Source: an optimization exercise on an open RTL-to-GDS flow (aim: small area). Production flows keep margins and buffers that such runs may drop.
In this exercise RTL edits were held to simulation tests only and were not proved equivalent to the original.
Not every run is shown, and edits may drop behaviour that the tests do not exercise.
Power figures rest on the tool's default switching activity, not on a simulated workload.

$ cat flow/config.mk
export PLATFORM = sky130hd
export DESIGN_NAME = RegFile
export DESIGN_NICKNAME = RegFile
export VERILOG_FILES = /design/flow/design.v
export SDC_FILE = /design/flow/constraint.sdc
export NUM_CORES = 4
export LEC_CHECK = 0
export CAP_MARGIN = 20
export CORE_MARGIN = 2
export CORE_UTILIZATION = 50
export SLEW_MARGIN = 20
$ cat flow/run.sh
#!/bin/bash
# synth_recipe.tcl (not shown) runs the flow's synth.tcl, then flattens the netlist and writes it again
# the make line also repeats each setting of config.mk as NAME=value (left out here)
make -C /OpenROAD-flow-scripts/flow DESIGN_CONFIG=/design/flow/config.mk WORK_HOME=/design/flow/orfs CLKGATE_MAP_FILE= SYNTH_SCRIPT=/design/flow/synth_recipe.tcl finish
$ cat flow/constraint.sdc
create_clock -name core_clock -period 6.0 [get_ports {clk}]
set_input_delay 1.2000 -clock core_clock [delete_from_list [all_inputs] [get_ports {clk}]]
set_output_delay 1.2000 -clock core_clock [all_outputs]
set_load 0.01 [all_outputs]
$ cat flow/design.v
module RegFile(  
   input clk,
   input reset,
   input [3:0] A1,
   input [3:0] A2,
   input [3:0] A3,    
   input [31:0] WD3,  
   input RegWrite,    
   input [31:0] PCPlus8,    
   output [31:0] RD1,    
   output [31:0] RD2    
   );
   reg[31:0] R[15:0]; 
   integer i;
   always @ (posedge clk or posedge reset)
   begin   
         if (reset) 
         begin
            for (i=0; i<16 ;i=i+1)
            begin
				R[i] <= 32'b0;
            end
         end
         else 
         begin         
            if(RegWrite == 1'b1) begin  
               R[A3] <= WD3;
            end
            R[15] <= PCPlus8;
         end
   end
   assign RD1 = R[A1];
   assign RD2 = R[A2];
endmodule
==> run_1/clk_routes.png <==
Drawn at 2 px/um.
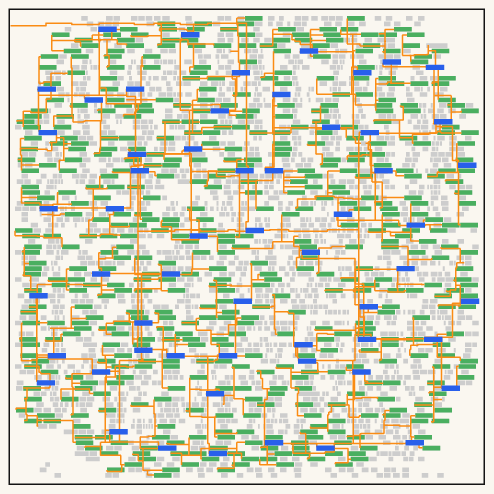
- clock drivers: blue (count 57)
- clock wires: orange (length 6,900 um)
- flip-flops: green (count 512)
- routed clock nets: 58

==> run_1/layer_met2.png <==
Drawn at 2 px/um.
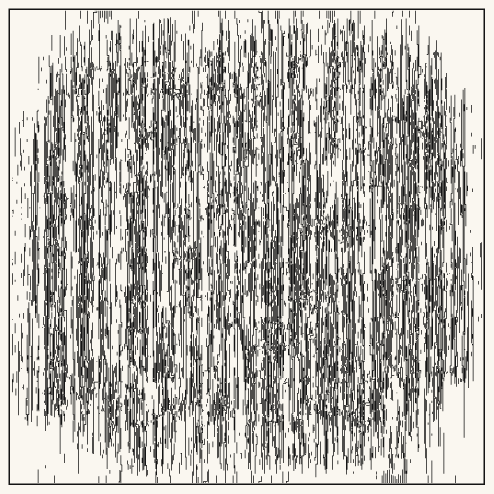
- longest straight run: 114 um
- wire length on this layer: 45.6 mm

==> results.py, run 1 <==
metrics = {
    "finish": {
        "area_dominant_class": "multi-input combinational cells",
        "num_antenna_cells": 0,
        "largestRegisters": "R (512)",
        "multi_input_area_share_pct": 42.4,
        "seq_cells": 512,
        "final-clk-cell-share_pct": 5.94,
        "n_clock_buffer": 82,
        "regArea_sq_mm": 0.0128,
        "bufAreaShareNonClock_pct": 7.36,
    },
    "worst_setup_path": {
        "cp_max_fo": 16,
        "cp-start-kind": "input port",
        "critPathRequiredTime_ns": 4.80,
        "crit_buf_inv": 4,
    },
    "clock_tree": {
        "tritoncts": "yes",
        "clk_pin_slew_ns": 0.06,
        "clkLatencyLatePin_ns": 0.61,
    },
    "power_and_ir_drop": {
        "power.group.top": "sequential cells",
        "clockPowerShare_pct": 33.1,
        "p_seq_mw": 4.85,
        "vdd_ir_drop_max_uv": 247,
        "swShare_pct": 29.6,
        "p_int_mw": 7.49,
    },
    "detailed_routing": {
        "totalWireLength_um": 102000,
        "drt_first_pass_iters": 8,
        "drc": 0,
        "vias": 21800,
        "avgRoutedWirePerCell_um": 32.3,
    },
    "timing": {
        "holdWs_ns": 0.513,
        "finalHoldViolCount": 0,
        "relSlewSlack_pct": 23.1,
    },
    "yosys": {
        "synthFlopType": "dfrtp_1",
        "syn-num-nets": 2411,
        "synthTopCellsByArea": "dfrtp_1 47%, mux2_2 21%, a22oi_1 3.8%",
        "synth_top_family_by_area": "multiplexers",
        "synth_fa_ha_area_share_pct": 0,
        "synthSimpleGateAreaFrac_pct": 5.82,
        "synth_top_cell_area_share_pct": 47.3,
        "synth-edff-count": 0,
        "synth_most_common_cell": "dfrtp_1",
        "synthCells": 2332,
    },
    "grt": {
        "grt_pass1_vias": 22300,
        "use_met2_pct": 56.3,
    },
    "floorplan": {
        "initial_utilization_pct": 50.4,
        "nWellTaps": 696,
        "die_x_um": 237,
    },
    "min_path": {
        "worstHoldStart": "R[5][2]",
        "hold_class": "reg -> reg",
        "holdPathStages": 1,
    },
    "run_status": {
        "status": "complete, no violations",
    },
}
==> run_1/layer_met3.png <==
Drawn at 3 px/um.
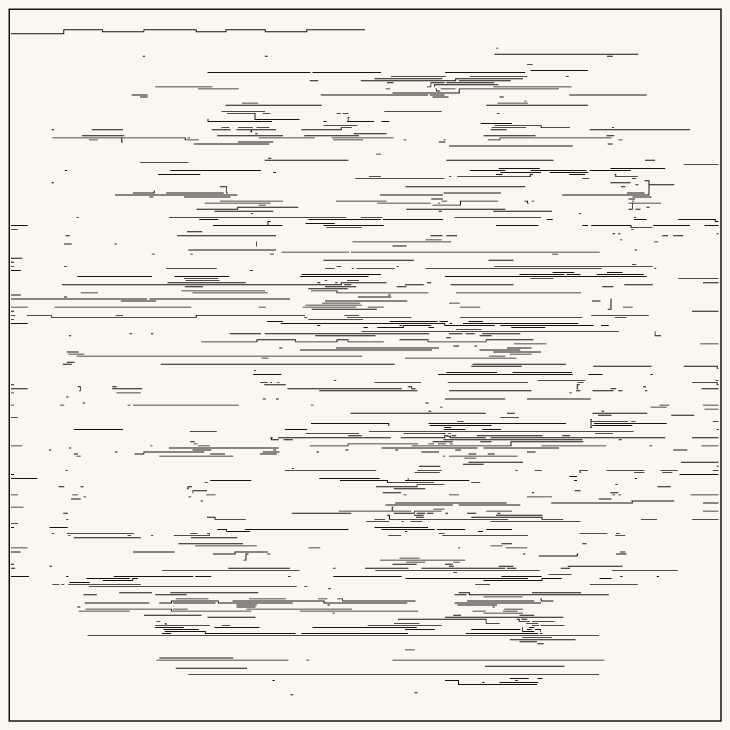
- nets with wire on the layer: 316
- main direction: horizontal
- wire length on this layer: 9,510 um
- share of all routed wire: 9.4%

==> inputs of run 2 (changes only) <==
==> flow/design.v (replaced) <==
module RegFile(  
   input clk,
   input reset,
   input [3:0] A1,
   input [3:0] A2,
   input [3:0] A3,    
   input [31:0] WD3,  
   input RegWrite,    
   input [31:0] PCPlus8,    
   output [31:0] RD1,    
   output [31:0] RD2    
   );
   reg [31:0] R [0:15];
   reg [15:0] v;
   integer i;
   always @(posedge clk) begin
      for (i = 0; i < 15; i = i + 1)
         if (RegWrite && A3 == i) R[i] <= WD3;
      R[15] <= PCPlus8;
   end
   always @(posedge clk or posedge reset) begin
      if (reset)
         v <= 16'b0;
      else begin
         for (i = 0; i < 15; i = i + 1)
            if (RegWrite && A3 == i) v[i] <= 1'b1;
         v[15] <= 1'b1;
      end
   end
   wire [15:0] s1, s2;
   genvar g, b;
   generate
      for (g = 0; g < 16; g = g + 1) begin : dec
         assign s1[g] = v[g] & (A1 == g);
         assign s2[g] = v[g] & (A2 == g);
      end
   endgenerate
   generate
      for (b = 0; b < 32; b = b + 1) begin : bits
         wire [15:0] col;
         for (g = 0; g < 16; g = g + 1) begin : c
            assign col[g] = R[g][b];
         end
         RegFile_rbit u1 (.s(s1), .d(col), .y(RD1[b]));
         RegFile_rbit u2 (.s(s2), .d(col), .y(RD2[b]));
      end
   endgenerate
endmodule
module RegFile_rbit(
   input [15:0] s,
   input [15:0] d,
   output y
   );
   wire [4:0] x;
   wire n, m;
   genvar k;
   generate
      for (k = 0; k < 5; k = k + 1) begin : grp
         RegFile_aoi222 u (.a(s[3*k]), .b(d[3*k]), .c(s[3*k+1]), .d(d[3*k+1]),
                           .e(s[3*k+2]), .f(d[3*k+2]), .y(x[k]));
      end
   endgenerate
   RegFile_nand3 n0 (.a(x[0]), .b(x[1]), .c(x[2]), .y(n));
   RegFile_nand2 n1 (.a(x[3]), .b(x[4]), .y(m));
   RegFile_ao211 o0 (.a(s[15]), .b(d[15]), .c(n), .d(m), .y(y));
endmodule
module RegFile_aoi222(input a, input b, input c, input d, input e, input f, output y);
   assign y = ~((a & b) | (c & d) | (e & f));
endmodule
module RegFile_nand3(input a, input b, input c, output y);
   assign y = ~(a & b & c);
endmodule
module RegFile_nand2(input a, input b, output y);
   assign y = ~(a & b);
endmodule
module RegFile_ao211(input a, input b, input c, input d, output y);
   assign y = (a & b) | c | d;
endmodule
--- a/flow/config.mk
+++ b/flow/config.mk
@@ -8,4 +8,5 @@
 export CAP_MARGIN = 20
 export CORE_MARGIN = 2
-export CORE_UTILIZATION = 50
+export CORE_UTILIZATION = 70
 export SLEW_MARGIN = 20
+export SYNTH_HIERARCHICAL = 1
==> run_2/logic_types.png <==
Drawn at 3 px/um.
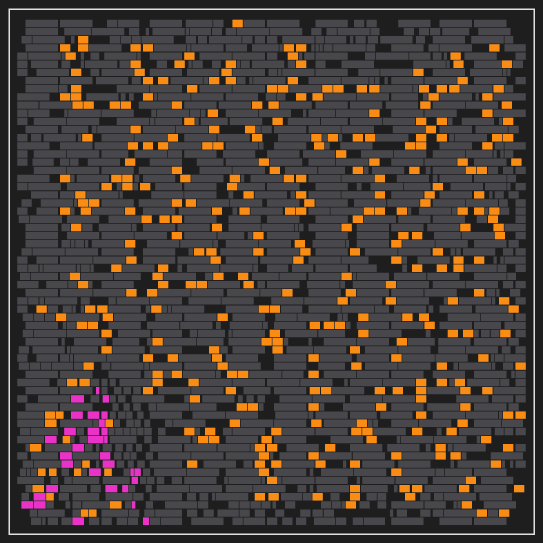
- aoi and oai cells: orange (cells 335; most used a222oi_1; where widely spread)
- nor cells: magenta (cells 31; most used nor2_4; where lower left)

==> run_2/layer_met2.png <==
Drawn at 3 px/um.
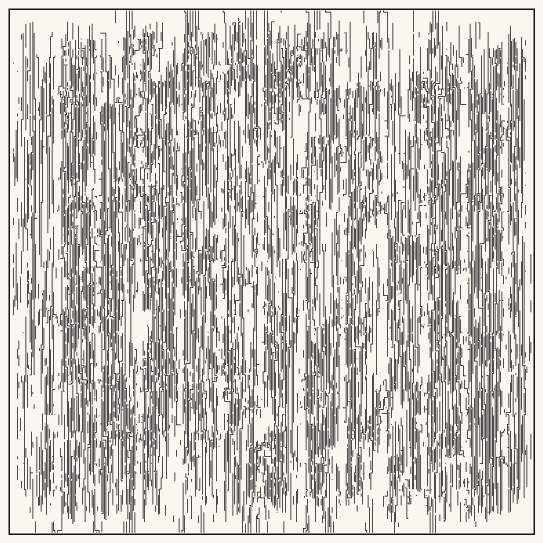
routed vias: 15,400
WL final: 64,900 um
met2 Use GR: 65.5%

==> run_2/clocks.png <==
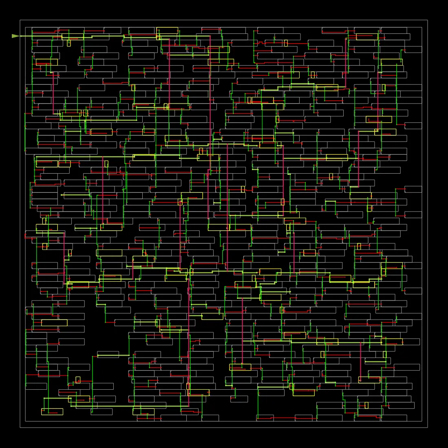
Sink Count: 528
worst-skew pair later-pin latency: 0.56 ns
Clk power: 3.15 mW
Seq Cell Count: 528
Worst Skew: 0 ns

==> results.py, run 2 <==
metrics = {
    "run_status": {
        "status": "complete, no violations",
    },
    "finish": {
        "regArea_sq_mm": 0.0155,
        "largestRegisters": "R (512), v (16)",
        "multi_input_area_sq_mm": 0.00500,
        "area_dominant_class": "registers",
        "syn_to_final_growth_pct": 20.2,
        "multi_input_area_share_pct": 20.5,
        "n_clock_buffer": 79,
        "num_antenna_cells": 0,
        "final_area_sq_mm": 0.0245,
        "bufAreaShareNonClock_pct": 7.75,
        "final-clk-cell-share_pct": 6.64,
        "largest_reg_flops": 512,
    },
    "timing": {
        "holdWs_ns": 0.527,
        "relSlewSlack_pct": 23.8,
        "post-route-min-period_ns": 5.50,
        "finalHoldViolCount": 0,
        "final-max-slew-violation-count": 0,
    },
    "min_path": {
        "worstHoldStart": "v[2]",
        "holdPathStages": 1,
        "hold_class": "reg -> reg",
    },
    "clock_tree": {
        "clk_pin_slew_ns": 0.07,
        "tritoncts": "yes",
        "htreeDepth": 2,
        "clockRootBuffer": "clkbuf_16",
    },
    "yosys": {
        "synthCells": 1135,
        "synthTopCellsByArea": "edfxtp_1 71%, a222oi_1 16%, dfxtp_1 3.1%",
        "syn-num-nets": 1214,
        "synth-edff-count": 480,
        "synth_most_common_cell": "edfxtp_1",
        "synth_top_cell_area_share_pct": 70.8,
        "synth_fa_ha_area_share_pct": 0,
        "synthSimpleGateAreaFrac_pct": 4.78,
        "syn_area_sq_mm": 0.0203,
        "synthFlopType": "edfxtp_1",
        "synth_top_family_by_area": "compound AO/OA/AOI/OAI gates",
        "synth_async_sr_flop_share_pct": 3.03,
    },
    "power_and_ir_drop": {
        "clockPowerShare_pct": 39.1,
        "power.group.top": "sequential cells",
        "p_seq_mw": 4.18,
        "p_int_mw": 6.28,
        "swShare_pct": 22.1,
        "vdd_ir_drop_max_uv": 313,
    },
    "placed_design": {
        "dp_slack_ns": 0.677,
        "numPortBuffers": 142,
        "gp_congestion": 0.853,
    },
    "detailed_routing": {
        "routed-wl-met3_um": 11500,
        "drc": 0,
        "drt_first_pass_iters": 12,
        "avgRoutedWirePerCell_um": 36.1,
        "drtAntennaViolNets": 0,
        "wl_met2_um": 29800,
    },
    "worst_setup_path": {
        "crit_buf_inv": 3,
        "critPathRequiredTime_ns": 4.80,
        "cp_max_fo": 17,
        "cp_cell_sequence": "clkdlybuf4s50_1 > nor2b_1 > and3_1 > buf_12 > a222oi_1 > nand2_1 > a211o_1 > clkdlybuf4s50_1",
        "cp-start-kind": "input port",
        "cp-startpoint": "A2[3]",
    },
    "floorplan": {
        "rows": 62,
        "initial_utilization_pct": 71.1,
        "fp.dieH_um": 174,
        "nWellTaps": 384,
        "die_x_um": 174,
    },
    "job": {
        "drv_cap": 0,
    },
    "grt": {
        "grt_pass1_vias": 15800,
    },
}
==> inputs of run 3 (changes only) <==
==> flow/flow/run.sh (new file) <==
#!/bin/bash
# Own layout flow: the standard ORFS flow, with
#  - one buf_1 buffer per input and output port (the standard flow picks a
#    larger delay buffer),
#  - clock tree synthesis with clkbuf_8 leaf clusters and no dummy loads.
# Every ORFS step writes its full log under orfs/logs/; make's own output goes
# to standard.log in the work folder.
set -euo pipefail
bash standard.sh \
  "BUFFER_PORTS_ARGS=-buffer_cell sky130_fd_sc_hd__buf_1" \
  "CTS_ARGS=-sink_clustering_enable -repair_clock_nets -dont_use_dummy_load -sink_clustering_size 20 -sink_clustering_max_diameter 40 -buf_list {sky130_fd_sc_hd__clkbuf_8}" \
  finish > standard.log 2>&1
==> flow/standard.sh (new file) <==
#!/bin/bash
# synth_recipe.tcl (not shown) runs the flow's synth.tcl, then flattens the netlist and writes it again
# the make line also repeats each setting of config.mk as NAME=value (left out here)
make -C /OpenROAD-flow-scripts/flow DESIGN_CONFIG=/design/flow/config.mk WORK_HOME=/design/flow/orfs CLKGATE_MAP_FILE= SYNTH_SCRIPT=/design/flow/synth_recipe.tcl "${@:-finish}"
--- a/flow/config.mk
+++ b/flow/config.mk
@@ -8,5 +8,5 @@
 export CAP_MARGIN = 20
 export CORE_MARGIN = 2
-export CORE_UTILIZATION = 70
+export CORE_UTILIZATION = 60
 export SLEW_MARGIN = 20
 export SYNTH_HIERARCHICAL = 1
removed: flow/run.sh
==> run_3/clocks.png <==
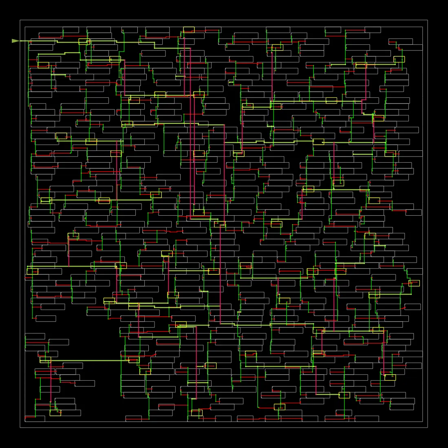
worst-skew pair later-pin latency: 0.63 ns
total CTS buffers: 60
clkbuf count: 60
Clk power: 2.02 mW

==> run_3/layer_met3.png <==
Drawn at 4 px/um.
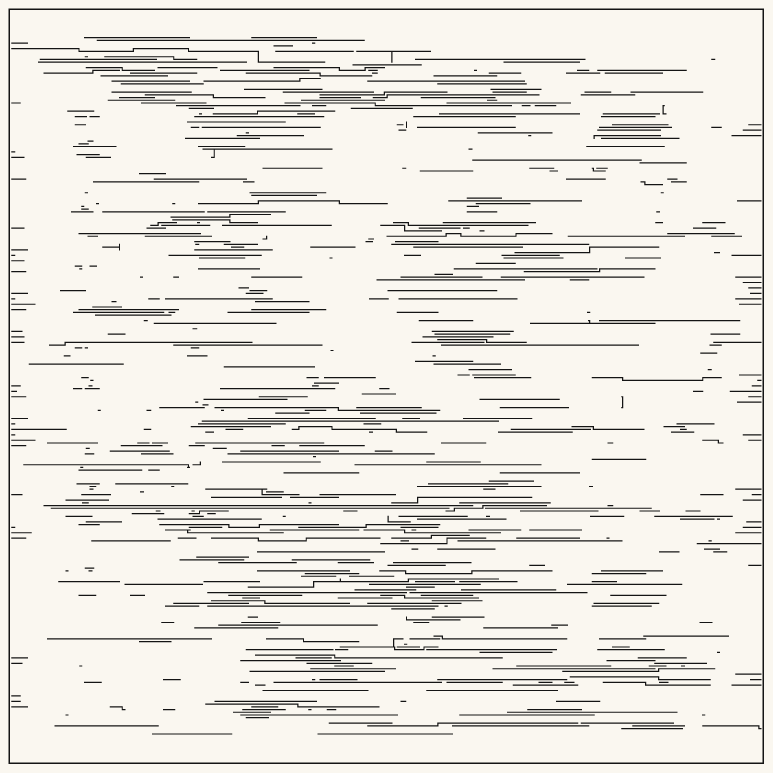
- longest straight run: 107 um
- main direction: horizontal

==> run_3/clock_tree.png <==
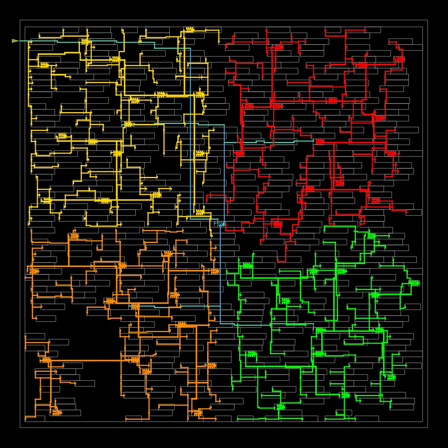
clock root cell: clkbuf_8
H-tree levels: 2

==> results.py, run 3 <==
metrics = {
    "detailed_routing": {
        "wl_met2_um": 29100,
        "totalWireLength_um": 61700,
        "routed-wl-met3_um": 8470,
        "vias": 14500,
        "drt_first_pass_iters": 12,
        "drtAntennaViolNets": 0,
        "drc": 0,
        "avgRoutedWirePerCell_um": 33.7,
        "via_per_inst": 7.93,
    },
    "placed_design": {
        "gp_congestion": 0.825,
        "dp_slack_ns": 1.25,
        "numPortBuffers": 142,
    },
    "grt": {
        "grt_pass1_vias": 14700,
        "grt_util_met1_pct": 46.3,
        "use_met2_pct": 55.8,
        "grt_usage_pct": 34.8,
        "grt_pass1_wl_um": 90100,
        "grt_max_degree": 33,
    },
    "yosys": {
        "synth_async_sr_flop_share_pct": 3.03,
        "syn-num-nets": 1214,
        "synth_top_family_by_area": "compound AO/OA/AOI/OAI gates",
        "synth_most_common_cell": "edfxtp_1",
        "syn_area_sq_mm": 0.0203,
        "synthFlopType": "edfxtp_1",
        "synthMuxAreaShare_pct": 0,
        "synth_fa_ha_area_share_pct": 0,
        "synthTopCellsByArea": "edfxtp_1 71%, a222oi_1 16%, dfxtp_1 3.1%",
        "synthSimpleGateAreaFrac_pct": 4.78,
        "synth_top_cell_area_share_pct": 70.8,
        "synth-edff-count": 480,
        "synthCells": 1135,
        "yosysWarnings": 8,
    },
    "finish": {
        "multi_input_area_sq_mm": 0.00500,
        "fin_nets": 1462,
        "regArea_sq_mm": 0.0155,
        "multi_input_area_share_pct": 22.0,
        "num_antenna_cells": 1,
        "post_route_cells_drive_above_1_share_pct": 9.70,
        "seq_share_pct": 67.9,
        "bufAreaShareNonClock_pct": 4.04,
        "area_dominant_class": "registers",
        "regMostFlops": "R",
        "syn_to_final_growth_pct": 11.9,
        "largestRegisters": "R (512), v (16)",
        "final-clk-cell-share_pct": 3.63,
        "largest_reg_flops": 512,
        "seq_cells": 528,
        "buffers": 191,
        "final_area_sq_mm": 0.0228,
    },
    "floorplan": {
        "initial_utilization_pct": 60.8,
        "die_x_um": 188,
        "rows": 67,
        "coreArea_sq_mm": 0.0334,
        "nWellTaps": 448,
        "die_area_sq_mm": 0.0354,
        "fp.dieH_um": 188,
    },
    "power_and_ir_drop": {
        "pg_comb_mw": 0.576,
        "pwr-share-seq_pct": 61.6,
        "pwr-share-comb_pct": 8.5,
        "p_seq_mw": 4.16,
        "vdd_ir_drop_max_uv": 258,
        "p_int_mw": 5.19,
        "swShare_pct": 23.2,
        "power.group.top": "sequential cells",
        "clockPowerShare_pct": 29.9,
    },
    "worst_setup_path": {
        "cp_cell_sequence": "buf_1 > nor2_1 > and4_1 > buf_4 > a222oi_1 > nand2_1 > a211o_1 > buf_1",
        "critPathRequiredTime_ns": 4.80,
        "cp_max_fo": 18,
        "cp-start-kind": "input port",
        "slowest_stage": "and4_1",
        "cp-startpoint": "A2[1]",
        "crit_buf_inv": 3,
    },
    "min_path": {
        "holdPathStages": 1,
        "worstHoldStart": "v[7]",
        "hold_class": "reg -> reg",
    },
    "timing": {
        "holdWs_ns": 0.518,
        "fmax_ghz": 0.205,
        "final-max-slew-violation-count": 0,
        "fin_skew_ns": 0,
        "tightest_slew_ns": 1.14,
        "finalHoldViolCount": 0,
        "post-route-min-period_ns": 4.87,
        "relSlewSlack_pct": 24.0,
    },
    "job": {
        "drv_cap": 0,
    },
    "clock_tree": {
        "clkSinkCount": 528,
        "post_cts_resized": 0,
        "tritoncts": "yes",
        "clk_pin_slew_ns": 0.07,
    },
    "run_status": {
        "status": "complete, no violations",
    },
}
==> inputs of run 4 (changes only) <==
--- a/flow/flow/run.sh
+++ b/flow/flow/run.sh
@@ -9,4 +9,4 @@
 bash standard.sh \
   "BUFFER_PORTS_ARGS=-buffer_cell sky130_fd_sc_hd__buf_1" \
-  "CTS_ARGS=-sink_clustering_enable -repair_clock_nets -dont_use_dummy_load -sink_clustering_size 20 -sink_clustering_max_diameter 40 -buf_list {sky130_fd_sc_hd__clkbuf_8}" \
+  "CTS_ARGS=-sink_clustering_enable -repair_clock_nets -dont_use_dummy_load -sink_clustering_size 24 -sink_clustering_max_diameter 45 -buf_list {sky130_fd_sc_hd__clkbuf_8}" \
   finish > standard.log 2>&1
--- a/flow/config.mk
+++ b/flow/config.mk
@@ -8,5 +8,5 @@
 export CAP_MARGIN = 20
 export CORE_MARGIN = 2
-export CORE_UTILIZATION = 60
+export CORE_UTILIZATION = 70
 export SLEW_MARGIN = 20
 export SYNTH_HIERARCHICAL = 1
==> run_4/logic_types.png <==
Drawn at 3 px/um.
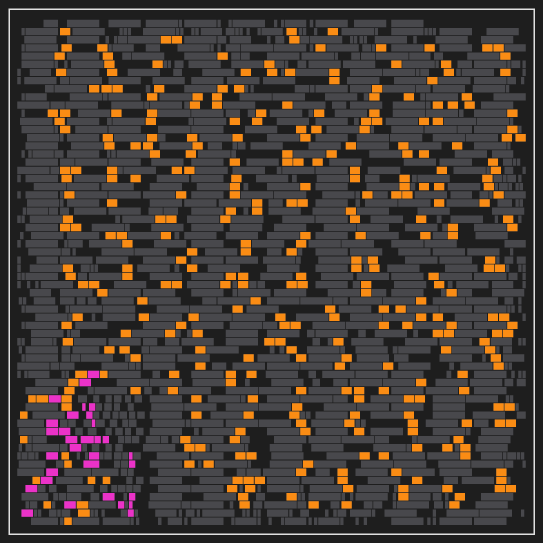
post-route insts no fill: 1,747
leading cell type in the layout, fill and taps excluded: edfxtp_1
fraction of area in multi-input gates: 22.3%

==> run_4/clocks.png <==
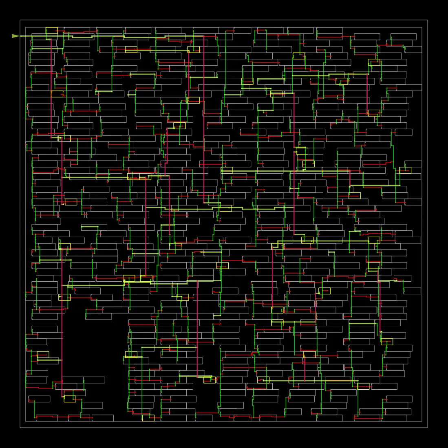
worst-skew pair later-pin latency: 0.59 ns
Clk power: 1.74 mW
total CTS buffers: 45
clkbuf count: 45

==> run_4/clk_routes.png <==
Drawn at 3 px/um.
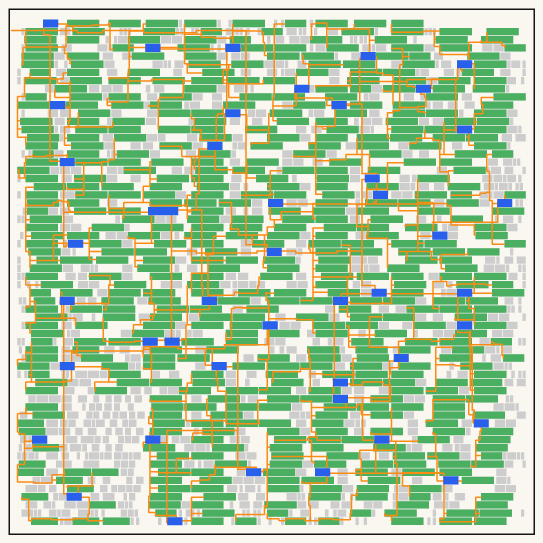
- flip-flops: green (count 528)
- clock drivers: blue (count 45)
- clock wires: orange (length 4,960 um)
- flops lie: widely spread
- routed clock nets: 46

==> results.py, run 4 <==
metrics = {
    "floorplan": {
        "die_area_sq_mm": 0.0304,
        "nWellTaps": 384,
        "die_x_um": 174,
        "coreArea_sq_mm": 0.0286,
        "fp.dieH_um": 174,
        "rows": 62,
    },
    "power_and_ir_drop": {
        "pg_comb_mw": 0.585,
        "vdd_ir_drop_max_uv": 222,
        "p_int_mw": 4.98,
        "pwr-share-comb_pct": 9.0,
        "pwr-share-seq_pct": 64.2,
        "p_seq_mw": 4.17,
    },
    "run_status": {
        "status": "complete, no violations",
    },
    "finish": {
        "fin_nets": 1444,
        "post_route_cells_drive_above_1_share_pct": 8.51,
        "seq_share_pct": 68.9,
        "syn_to_final_growth_pct": 10.3,
        "num_antenna_cells": 0,
        "final_area_sq_mm": 0.0224,
        "final-clk-cell-share_pct": 2.76,
    },
    "yosys": {
        "synth_top_family_by_area": "compound AO/OA/AOI/OAI gates",
        "syn_area_sq_mm": 0.0203,
        "synth_async_sr_flop_share_pct": 3.03,
        "synthSimpleGateAreaFrac_pct": 4.78,
        "synthMuxAreaShare_pct": 0,
        "syn-num-nets": 1214,
        "synthFlopType": "edfxtp_1",
        "synth-edff-count": 480,
        "synth_fa_ha_area_share_pct": 0,
    },
    "timing": {
        "tightest_slew_ns": 1.21,
        "relSlewSlack_pct": 19.3,
        "finalHoldViolCount": 0,
        "holdWs_ns": 0.518,
        "post-route-min-period_ns": 4.86,
    },
    "clock_tree": {
        "post_cts_resized": 0,
        "clk_pin_slew_ns": 0.06,
    },
    "min_path": {
        "hold_class": "reg -> reg",
    },
    "grt": {
        "grt_util_met1_pct": 54.5,
        "grt_pass1_vias": 14900,
    },
    "placed_design": {
        "dp_slack_ns": 1.30,
        "numPortBuffers": 142,
    },
    "detailed_routing": {
        "vias": 14900,
        "drt_first_pass_iters": 15,
        "wl_met2_um": 28400,
        "routed-wl-met3_um": 10700,
        "avgRoutedWirePerCell_um": 35.6,
    },
    "worst_setup_path": {
        "cp_max_fo": 17,
    },
}
==> inputs of run 5 (changes only) <==
--- a/flow/flow/run.sh
+++ b/flow/flow/run.sh
@@ -9,4 +9,4 @@
 bash standard.sh \
   "BUFFER_PORTS_ARGS=-buffer_cell sky130_fd_sc_hd__buf_1" \
-  "CTS_ARGS=-sink_clustering_enable -repair_clock_nets -dont_use_dummy_load -sink_clustering_size 24 -sink_clustering_max_diameter 45 -buf_list {sky130_fd_sc_hd__clkbuf_8}" \
+  "CTS_ARGS=-sink_clustering_enable -repair_clock_nets -dont_use_dummy_load -sink_clustering_size 24 -sink_clustering_max_diameter 40 -buf_list {sky130_fd_sc_hd__clkbuf_8}" \
   finish > standard.log 2>&1
--- a/flow/config.mk
+++ b/flow/config.mk
@@ -8,5 +8,5 @@
 export CAP_MARGIN = 20
 export CORE_MARGIN = 2
-export CORE_UTILIZATION = 70
+export CORE_UTILIZATION = 75
 export SLEW_MARGIN = 20
 export SYNTH_HIERARCHICAL = 1
==> run_5/layer_met2.png <==
Drawn at 3 px/um.
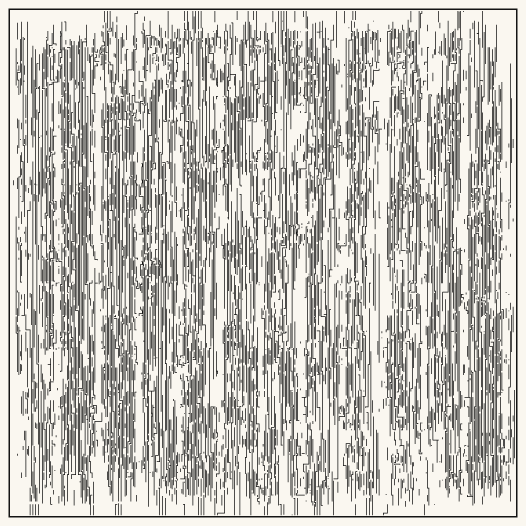
- nets with wire on the layer: 1,338
- main direction: vertical

==> run_5/logic_types.png <==
Drawn at 3 px/um.
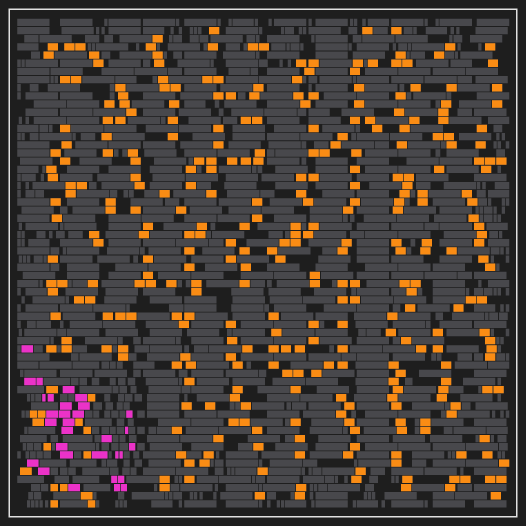
- nor cells: magenta (cells 31; most used nor2_4; where lower left)
- aoi and oai cells: orange (cells 335; most used a222oi_1; where widely spread)

==> run_5/layer_met3.png <==
Drawn at 4 px/um.
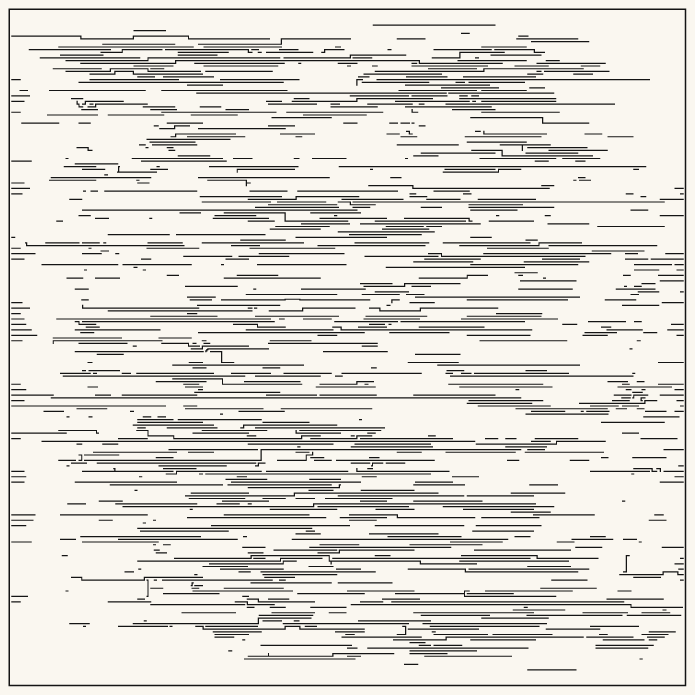
- nets with wire on the layer: 298
- longest straight run: 117 um
- wire length on this layer: 11,100 um
- main direction: horizontal

==> results.py, run 5 <==
metrics = {
    "finish": {
        "n_clock_buffer": 48,
        "regMostFlops": "R",
        "final_area_sq_mm": 0.0225,
        "final_core_utilization_pct": 83.9,
        "final_common_cell": "edfxtp_1",
        "final-clk-cell-share_pct": 2.94,
        "stdcell_count": 1711,
        "seq_share_pct": 68.7,
        "num_antenna_cells": 0,
        "fin_nets": 1451,
        "syn_to_final_growth_pct": 10.5,
        "post_route_cells_drive_above_1_share_pct": 9.05,
        "largestRegisters": "R (512), v (16)",
    },
    "detailed_routing": {
        "wl_met2_um": 27700,
        "vias": 15000,
        "avgRoutedWirePerCell_um": 35.3,
        "drt_first_pass_iters": 13,
    },
    "power_and_ir_drop": {
        "p_seq_mw": 4.17,
        "pg_comb_mw": 0.585,
        "p_int_mw": 5.02,
        "power.group.top": "sequential cells",
        "pwr-share-comb_pct": 8.9,
        "clk-power_mw": 1.80,
        "vdd_ir_drop_max_uv": 274,
        "pwr-share-seq_pct": 63.6,
        "clockPowerShare_pct": 27.4,
    },
    "placed_design": {
        "numPortBuffers": 142,
        "dp_slack_ns": 1.08,
    },
    "grt": {
        "grt_util_met1_pct": 54.2,
        "grt_pass1_vias": 14900,
    },
    "yosys": {
        "syn_area_sq_mm": 0.0203,
        "synthFlopType": "edfxtp_1",
        "synthSimpleGateAreaFrac_pct": 4.78,
        "synth_async_sr_flop_share_pct": 3.03,
        "synth_compound_area_share_pct": 19.1,
        "synth_top_family_by_area": "compound AO/OA/AOI/OAI gates",
        "syn-num-nets": 1214,
        "synthMuxAreaShare_pct": 0,
        "synth-edff-count": 480,
    },
    "floorplan": {
        "die_area_sq_mm": 0.0285,
        "die_x_um": 169,
        "rows": 60,
        "coreArea_sq_mm": 0.0268,
        "fp.dieH_um": 169,
        "nWellTaps": 341,
    },
    "timing": {
        "relSlewSlack_pct": 22.6,
        "setup_viol": 0,
        "tightest_slew_ns": 1.16,
        "post-route-min-period_ns": 4.82,
        "finalHoldViolCount": 0,
        "holdWs_ns": 0.504,
    },
    "clock_tree": {
        "clkLatencyLatePin_ns": 0.61,
        "clk_pin_slew_ns": 0.07,
        "cts_buffers": 48,
    },
    "worst_setup_path": {
        "cp_max_fo": 17,
        "cp_cell_sequence": "buf_1 > nor2b_1 > and3_1 > buf_4 > a222oi_1 > nand2_1 > a211o_1 > buf_1",
    },
    "min_path": {
        "hold_class": "reg -> reg",
        "worstHoldStart": "v[3]",
    },
    "run_status": {
        "status": "complete, no violations",
    },
}
==> inputs of run 6 (changes only) <==
--- a/flow/design.v
+++ b/flow/design.v
@@ -14,7 +14,19 @@
    reg [15:0] v;
    integer i;
+   wire [3:0] wlo, whi;
+   wire [14:0] we;
+   genvar g, b;
+   generate
+      for (g = 0; g < 4; g = g + 1) begin : wpre
+         assign wlo[g] = (A3[1:0] == g);
+         assign whi[g] = RegWrite & (A3[3:2] == g);
+      end
+      for (g = 0; g < 15; g = g + 1) begin : wdec
+         RegFile_and2 u (.a(wlo[g % 4]), .b(whi[g / 4]), .y(we[g]));
+      end
+   endgenerate
    always @(posedge clk) begin
       for (i = 0; i < 15; i = i + 1)
-         if (RegWrite && A3 == i) R[i] <= WD3;
+         if (we[i]) R[i] <= WD3;
       R[15] <= PCPlus8;
    end
@@ -23,11 +35,8 @@
          v <= 16'b0;
       else begin
-         for (i = 0; i < 15; i = i + 1)
-            if (RegWrite && A3 == i) v[i] <= 1'b1;
-         v[15] <= 1'b1;
+         v <= {1'b1, v[14:0] | we};
       end
    end
    wire [15:0] s1, s2;
-   genvar g, b;
    generate
       for (g = 0; g < 16; g = g + 1) begin : dec
@@ -71,4 +80,7 @@
    assign y = ~(a & b & c);
 endmodule
+module RegFile_and2(input a, input b, output y);
+   assign y = a & b;
+endmodule
 module RegFile_nand2(input a, input b, output y);
    assign y = ~(a & b);
==> flow/flow/run.sh (replaced) <==
#!/bin/bash
# Own layout flow: the standard ORFS flow, with
#  - one buf_1 buffer per input and output port (the standard flow picks a
#    larger delay buffer),
#  - the drivers of high-fanout nets upsized before global placement
#    (flow/upsize.tcl), in place of the buffers repair would add,
#  - clock tree synthesis with clkbuf_8 leaf clusters and no dummy loads.
# Every ORFS step writes its full log under orfs/logs/; make's own output goes
# to standard.log in the work folder.
set -euo pipefail
bash standard.sh \
  "BUFFER_PORTS_ARGS=-buffer_cell sky130_fd_sc_hd__buf_1" \
  "PRE_GLOBAL_PLACE_TCL=$PWD/flow/upsize.tcl" \
  "CTS_ARGS=-sink_clustering_enable -repair_clock_nets -dont_use_dummy_load -sink_clustering_size 24 -sink_clustering_max_diameter 42 -buf_list {sky130_fd_sc_hd__clkbuf_8}" \
  finish > standard.log 2>&1
==> flow/flow/upsize.tcl (new file) <==
# Sourced before global placement (PRE_GLOBAL_PLACE_TCL). Upsizes the small
# logic gates that drive the design's high-fanout nets (the read selects and
# the write enables), so that repair does not add a buffer after each of them.
# Gates driving flip-flop enables get the _4 size, the others the _2 size.
set block [ord::get_db_block]
set db [ord::get_db]
set n_up 0
foreach net [$block getNets] {
  if {[$net getSigType] ne "SIGNAL"} { continue }
  set fo 0
  set drv ""
  set ff 0
  foreach it [$net getITerms] {
    if {[$it isInputSignal]} {
      incr fo
      if {[string match "*edfxtp*" [[[$it getInst] getMaster] getName]]} { set ff 1 }
    } elseif {[$it isOutputSignal]} { set drv [$it getInst] }
  }
  if {$fo < 20 || $drv eq ""} { continue }
  set m [[$drv getMaster] getName]
  if {![regexp {^(sky130_fd_sc_hd__[a-z0-9]+)_1$} $m -> base]} { continue }
  if {[string match "*df*" $base] || [string match "*buf*" $base]} { continue }
  set new ""
  foreach s [expr {$ff ? {4 2} : {2 4}}] {
    if {[$db findMaster ${base}_$s] ne "NULL"} { set new ${base}_$s; break }
  }
  if {$new eq ""} { continue }
  puts "upsize [$drv getName] $m -> $new (fanout $fo)"
  replace_cell [$drv getName] $new
  incr n_up
}
puts "upsized $n_up drivers"
--- a/flow/config.mk
+++ b/flow/config.mk
@@ -8,5 +8,5 @@
 export CAP_MARGIN = 20
 export CORE_MARGIN = 2
-export CORE_UTILIZATION = 75
+export CORE_UTILIZATION = 70
 export SLEW_MARGIN = 20
 export SYNTH_HIERARCHICAL = 1
==> run_6/logic_types.png <==
Drawn at 3 px/um.
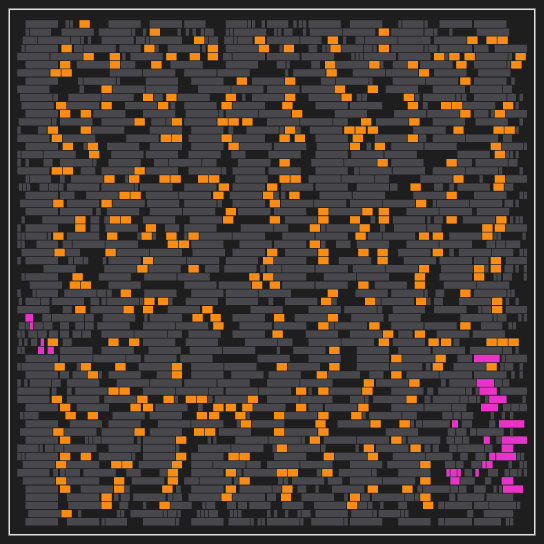
post-route insts no fill: 1,719
fraction of area in multi-input gates: 22.8%

==> run_6/layer_met3.png <==
Drawn at 4 px/um.
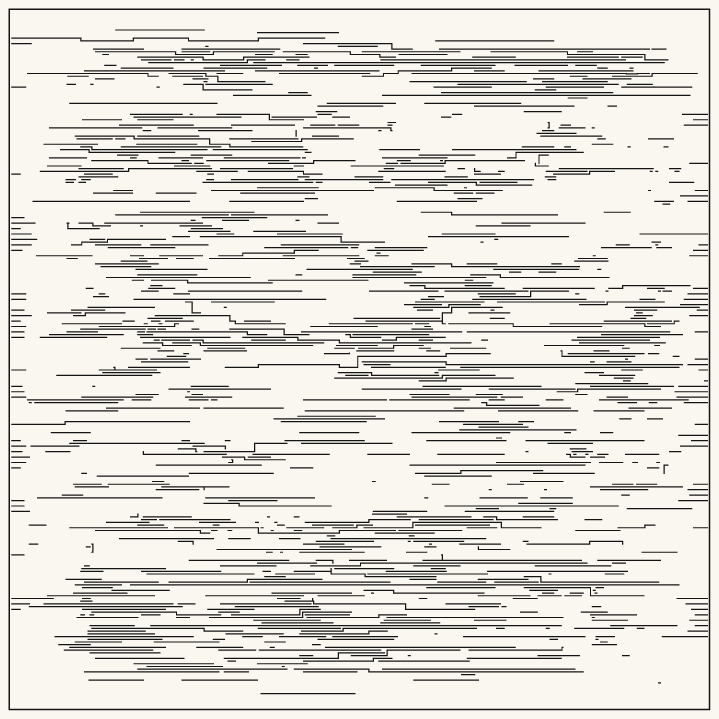
WL final: 62,900 um
routed vias: 15,000
grt met3 use: 11.6%

==> run_6/clocks.png <==
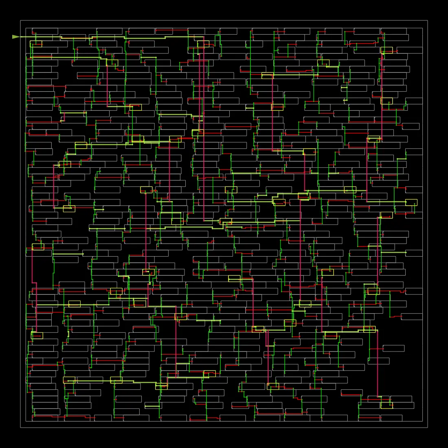
total CTS buffers: 47
Clk power: 1.79 mW
worst-skew pair later-pin latency: 0.58 ns
clkbuf count: 47

==> results.py, run 6 <==
metrics = {
    "worst_setup_path": {
        "critPathRequiredTime_ns": 4.80,
        "worst_setup_path_end_kind": "output pin",
        "crit_buf_inv": 3,
        "cp_cell_sequence": "buf_1 > nand2b_1 > nor3_4 > buf_4 > a222oi_1 > nand2_1 > a211o_1 > buf_1",
        "timing.rr.end": "v[9]",
        "worst_path_most_repeated_cell": "buf_1",
        "cp_max_fo": 18,
        "critical_path_cell_count": 8,
        "max_stage_delay_ns": 0.83,
        "slowest_stage": "nor3_4",
        "reg2reg_depth": 1,
    },
    "finish": {
        "num_antenna_cells": 0,
        "fill_cells": 1634,
        "final_cell_mix": "480 x edfxtp_1, 320 x a222oi_1, 142 x buf_1, 72 x nand2_1, 66 x nand3_1",
        "regArea_sq_mm": 0.0155,
        "final_core_utilization_pct": 77.8,
        "multi_input_area_sq_mm": 0.00509,
        "syn_to_final_growth_pct": 9.49,
        "seq_share_pct": 69.2,
        "largestRegisters": "R (512), v (16)",
        "post_route_cells_drive_above_1_share_pct": 9.14,
        "multi_input_cells": 604,
        "fin_nets": 1416,
        "regMostFlops": "R",
        "final_area_sq_mm": 0.0223,
        "bufAreaShareNonClock_pct": 2.88,
        "final_common_cell": "edfxtp_1",
        "seq_cells": 528,
        "final-clk-cell-share_pct": 2.90,
        "largest_reg_flops": 512,
    },
    "power_and_ir_drop": {
        "pwr-share-seq_pct": 63.7,
        "swShare_pct": 23.3,
        "pg_comb_mw": 0.579,
        "power.leakage_nw": 7.50,
        "p_int_mw": 5.01,
        "power.group.top": "sequential cells",
        "switching_power_mw": 1.52,
        "clockPowerShare_pct": 27.4,
        "vdd_ir_drop_max_uv": 224,
        "power.total_mw": 6.53,
        "p_seq_mw": 4.16,
        "pwr-share-comb_pct": 8.9,
    },
    "yosys": {
        "synth_top_cell_area_share_pct": 70.7,
        "synthSimpleGateAreaFrac_pct": 5.59,
        "yosysWarnings": 8,
        "synthFlopType": "edfxtp_1",
        "synth_area_per_cell_sq_um": 17.9,
        "syn-num-nets": 1216,
        "synth_async_sr_flop_share_pct": 3.03,
        "synthMuxAreaShare_pct": 0,
        "synth_compound_area_share_pct": 18.5,
        "ys_seq_elements": 528,
        "synth_top_family_by_area": "compound AO/OA/AOI/OAI gates",
        "syn_area_sq_mm": 0.0204,
        "synth-edff-count": 480,
        "synth_most_common_cell": "edfxtp_1",
    },
    "run_status": {
        "status": "complete, no violations",
    },
    "min_path": {
        "hold_class": "reg -> reg",
        "worstHoldStart": "v[4]",
    },
    "detailed_routing": {
        "drt-initial-drc-count": 4006,
        "wl_met2_um": 28100,
        "via_per_inst": 8.70,
        "drc": 0,
        "dr.max_layer_used": "met4",
        "avgRoutedWirePerCell_um": 36.6,
        "drt_first_pass_iters": 11,
    },
    "timing": {
        "holdWs_ns": 0.483,
        "relSlewSlack_pct": 18.6,
        "rsz0062_at_grt": "false",
        "post-route-min-period_ns": 5.04,
        "setup_viol": 0,
        "tightest_slew_ns": 1.22,
        "finalHoldViolCount": 0,
        "finalWorstSetupSlack_ns": 0.961,
    },
    "grt": {
        "gr-total-overflow": 0,
        "grt_util_met1_pct": 55.8,
        "grt_pass1_vias": 14400,
        "antenna_found_initial": 0,
        "grt_max_degree": 34,
        "grt_pass1_wl_um": 89700,
        "use_met2_pct": 61.2,
    },
    "clock_tree": {
        "tritoncts": "yes",
        "clk_pin_slew_ns": 0.05,
        "cts_hold_buffers": 0,
        "post_cts_resized": 0,
        "clkSinkCount": 528,
    },
    "job": {
        "drv_cap": 0,
    },
    "placed_design": {
        "dp_cells": 1671,
        "numPortBuffers": 142,
        "dp_slack_ns": 1.06,
        "placed_cell_area_sq_mm": 0.0216,
    },
    "floorplan": {
        "fp.dieH_um": 175,
        "coreArea_sq_mm": 0.0287,
        "rows": 62,
        "nWellTaps": 384,
        "die_x_um": 175,
        "io_pins": 143,
        "initial_utilization_pct": 71.0,
        "die_area_sq_mm": 0.0305,
    },
}
==> inputs of run 7 (changes only) <==
--- a/flow/design.v
+++ b/flow/design.v
@@ -39,8 +39,15 @@
    end
    wire [15:0] s1, s2;
+   wire [3:0] r1lo, r1hi, r2lo, r2hi;
    generate
+      for (g = 0; g < 4; g = g + 1) begin : rpre
+         assign r1lo[g] = (A1[1:0] == g);
+         assign r1hi[g] = (A1[3:2] == g);
+         assign r2lo[g] = (A2[1:0] == g);
+         assign r2hi[g] = (A2[3:2] == g);
+      end
       for (g = 0; g < 16; g = g + 1) begin : dec
-         assign s1[g] = v[g] & (A1 == g);
-         assign s2[g] = v[g] & (A2 == g);
+         RegFile_and3 u1 (.a(r1lo[g % 4]), .b(r1hi[g / 4]), .c(v[g]), .y(s1[g]));
+         RegFile_and3 u2 (.a(r2lo[g % 4]), .b(r2hi[g / 4]), .c(v[g]), .y(s2[g]));
       end
    endgenerate
@@ -80,4 +87,7 @@
    assign y = ~(a & b & c);
 endmodule
+module RegFile_and3(input a, input b, input c, output y);
+   assign y = a & b & c;
+endmodule
 module RegFile_and2(input a, input b, output y);
    assign y = a & b;
--- a/flow/flow/run.sh
+++ b/flow/flow/run.sh
@@ -12,4 +12,4 @@
   "BUFFER_PORTS_ARGS=-buffer_cell sky130_fd_sc_hd__buf_1" \
   "PRE_GLOBAL_PLACE_TCL=$PWD/flow/upsize.tcl" \
-  "CTS_ARGS=-sink_clustering_enable -repair_clock_nets -dont_use_dummy_load -sink_clustering_size 24 -sink_clustering_max_diameter 42 -buf_list {sky130_fd_sc_hd__clkbuf_8}" \
+  "CTS_ARGS=-sink_clustering_enable -repair_clock_nets -dont_use_dummy_load -sink_clustering_size 24 -sink_clustering_max_diameter 45 -buf_list {sky130_fd_sc_hd__clkbuf_8}" \
   finish > standard.log 2>&1
==> run_7/clocks.png <==
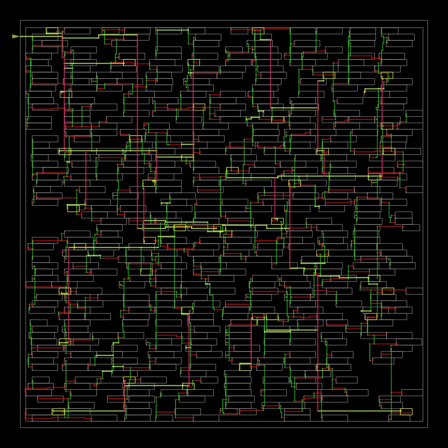
clkbuf count: 43
total CTS buffers: 43
worst-skew pair later-pin latency: 0.57 ns

==> run_7/clk_routes.png <==
Drawn at 3 px/um.
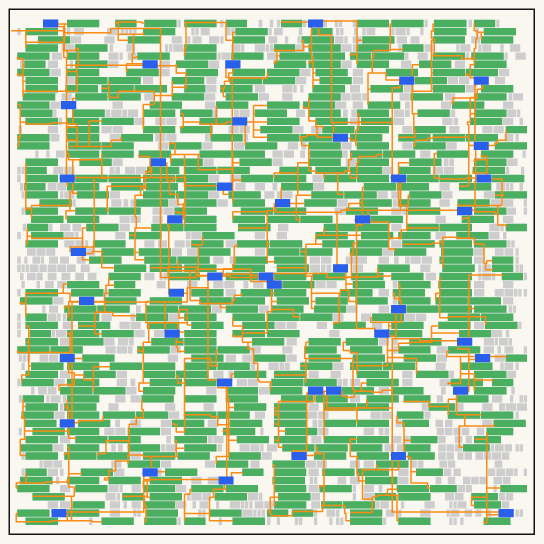
- flip-flops: green (count 528)
- clock wires: orange (length 4,870 um)
- clock drivers: blue (count 43)
- flops lie: widely spread
- routed clock nets: 44

==> run_7/logic_types.png <==
Drawn at 3 px/um.
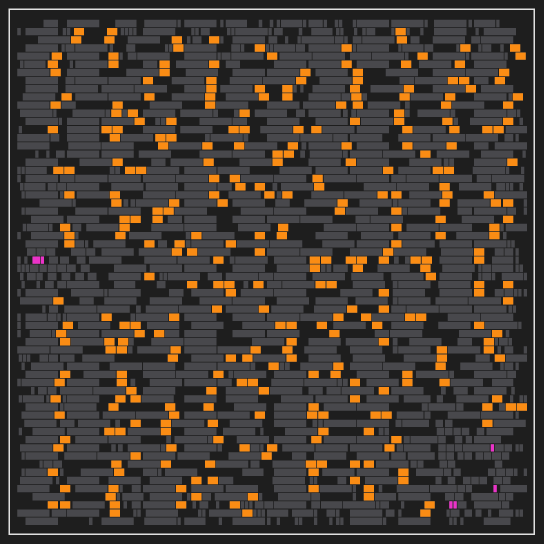
- nor cells: magenta (cells 6; most used nor2_1)
- aoi and oai cells: orange (cells 320; most used a222oi_1; where widely spread)

==> results.py, run 7 <==
metrics = {
    "run_status": {
        "status": "complete, no violations",
    },
    "finish": {
        "fill_cells": 1641,
        "multi_input_area_share_pct": 22.5,
        "final_core_utilization_pct": 76.8,
        "largestRegisters": "R (512), v (16)",
        "seq_cells": 528,
        "regMostFlops": "R",
        "multi_input_area_sq_mm": 0.00497,
        "syn_to_final_growth_pct": 8.28,
        "final-clk-cell-share_pct": 2.69,
        "multi_input_cells": 599,
    },
    "yosys": {
        "syn_area_sq_mm": 0.0203,
        "synth-edff-count": 480,
        "yosysWarnings": 8,
        "synth_most_common_cell": "edfxtp_1",
        "synthSimpleGateAreaFrac_pct": 5.52,
    },
    "grt": {
        "use_met2_pct": 59.5,
        "grt_use_met3_pct": 11.4,
        "antenna_found_initial": 1,
        "grt_pass1_wl_um": 86900,
        "grt_util_met1_pct": 53.8,
    },
    "power_and_ir_drop": {
        "vdd_ir_drop_max_uv": 232,
        "pwr-share-comb_pct": 8.7,
        "power.leakage_nw": 7.42,
        "pg_comb_mw": 0.560,
        "switching_power_mw": 1.47,
        "p_seq_mw": 4.16,
    },
    "worst_setup_path": {
        "reg2reg_depth": 1,
        "worst_path_most_repeated_cell": "buf_1",
        "crit_buf_inv": 2,
        "cp_max_fo": 32,
        "critical_path_cell_count": 7,
        "cp_cell_sequence": "buf_1 > and2b_2 > and3_2 > a222oi_1 > nand3_1 > a211o_1 > buf_1",
        "timing.rr.end": "v[7]",
    },
    "floorplan": {
        "io_pins": 143,
        "initial_utilization_pct": 70.9,
        "rows": 62,
        "nWellTaps": 384,
    },
    "detailed_routing": {
        "totalWireLength_um": 60300,
        "drt-initial-drc-count": 3364,
        "drt_first_pass_iters": 12,
        "via_per_inst": 8.68,
        "wl_met2_um": 27300,
        "drc": 0,
    },
    "job": {
        "drv_cap": 0,
    },
    "timing": {
        "setup_viol": 0,
        "holdWs_ns": 0.489,
        "finalWorstSetupSlack_ns": 1.44,
        "post-route-min-period_ns": 4.56,
        "finalHoldViolCount": 0,
    },
    "clock_tree": {
        "tritoncts": "yes",
    },
    "placed_design": {
        "numPortBuffers": 142,
        "dp_slack_ns": 1.54,
        "dp_cells": 1654,
    },
}

==> notes/layouts.md <==
Pictures saved along the way, in no particular order.

Routed clock nets over the placement.
picture 1
Drawn at 2 px/um.
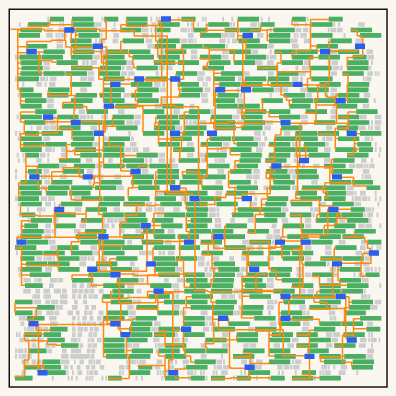
picture 2
Drawn at 3 px/um.
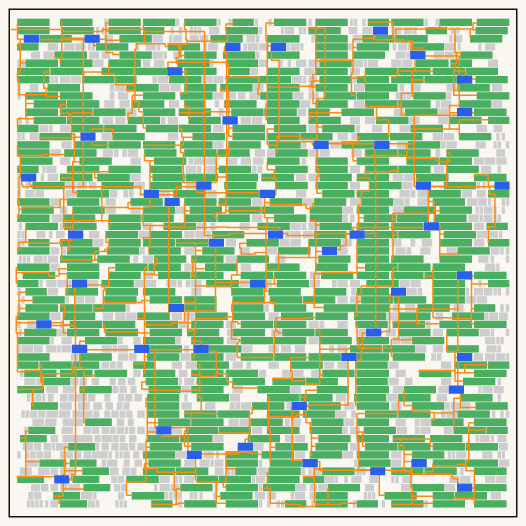
picture 3
Drawn at 3 px/um.
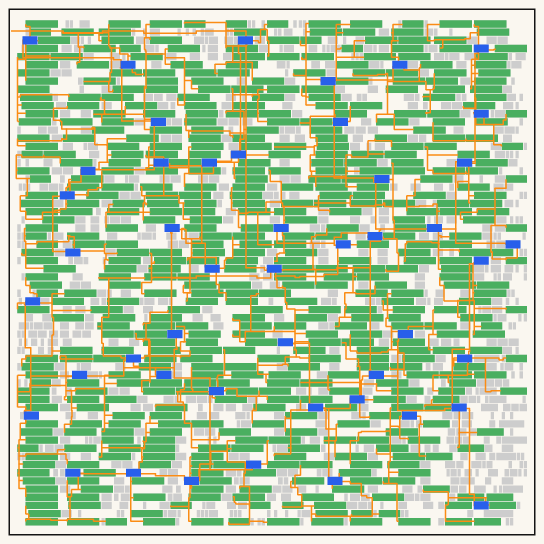
The one with the largest die is picture 1.
Picture 1 is run 3.
Picture 3 is run 6.
Picture 2 is run 5.

Key to picture 3:
- clock wires: orange (length 5,050 um)
- flip-flops: green (count 528)
- clock drivers: blue (count 47)
- routed clock nets: 48


==> notes/layouts.md <==
Pictures saved along the way, in no particular order.

The metal 3 layer.
Drawn at 4 px/um.
shot_01.png
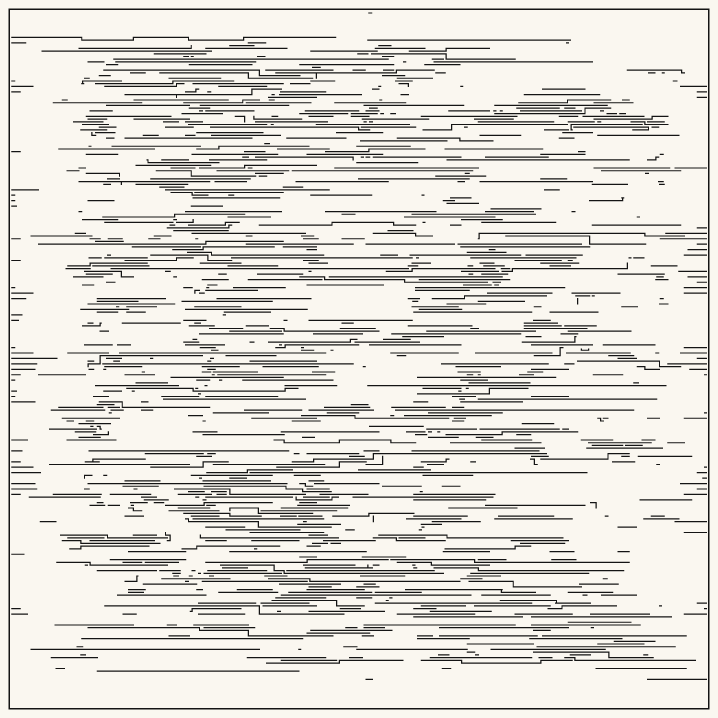
shot_02.png
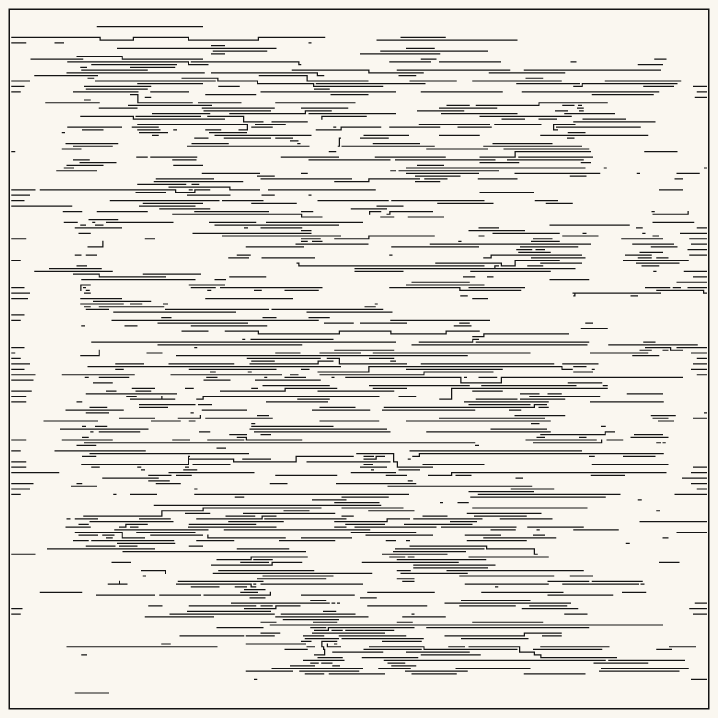
shot_03.png
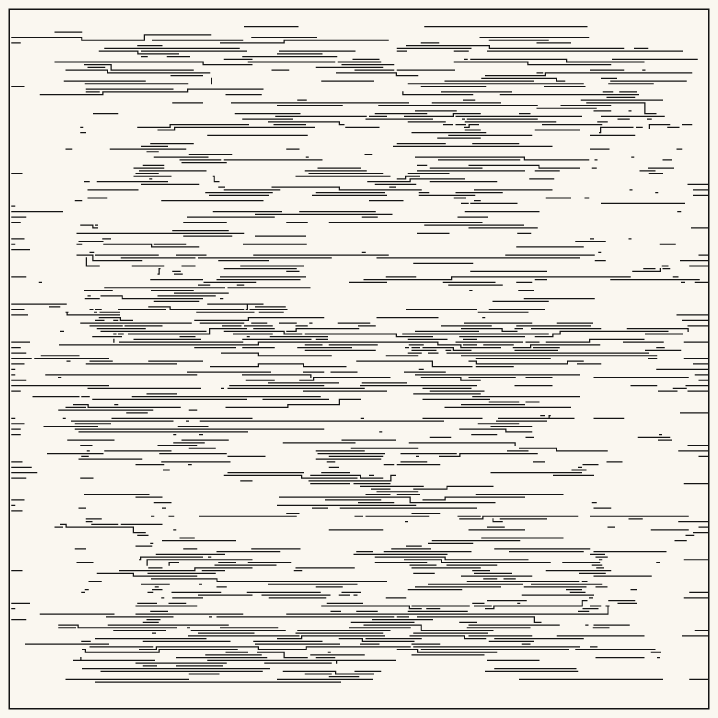
| picture | from |
|---|---|
| shot_02.png | run 4 |
| shot_03.png | run 7 |
| shot_01.png | run 2 |

Key to shot_03.png:
- nets with wire on the layer: 294
- wire length on this layer: 10,800 um

separate check: timing with driven ports:
How much do the figures lean on ideal ports? The routed layouts below were timed once more, with nothing changed but the port constraints.
Step 1 assumes that a clkbuf_16 drives the clock port and a buf_2 every other input.
Step 2 times the ports against the registers' clock, not the clock port: input delays grow and output delays shrink by t, the midpoint of the rising clock arrivals with the driver on.
a / b / c = no drivers / after step 1 / after step 2; a / b = the first two.
run | shift t [ns] | slack for setup (ns) | hold WS [ns] | worst data-port slew with drivers (ns)
run 1 | 0.675 | 0.458 / 0.433 / 0.433 | 0.513 / 0.513 / 0.513 | 0.08
run 2 | 0.610 | 0.505 / 0.482 / 0.482 | 0.527 / 0.527 / 0.527 | 0.06
run 3 | 0.687 | 1.132 / 1.110 / 1.110 | 0.518 / 0.518 / 0.518 | 0.06
run 4 | 0.629 | 1.143 / 1.116 / 1.116 | 0.518 / 0.518 / 0.518 | 0.06
run 5 | 0.636 | 1.177 / 1.154 / 1.154 | 0.504 / 0.504 / 0.504 | 0.05
run 6 | 0.633 | 0.961 / 0.939 / 0.939 | 0.483 / 0.483 / 0.483 | 0.06
run 7 | 0.619 | 1.438 / 1.412 / 1.412 | 0.489 / 0.489 / 0.489 | 0.05
After both steps every run listed still meets setup and hold. For run 4, which loses most, drivers alone change the setup slack by -0.027 ns; drivers and shift together by -0.027 ns.
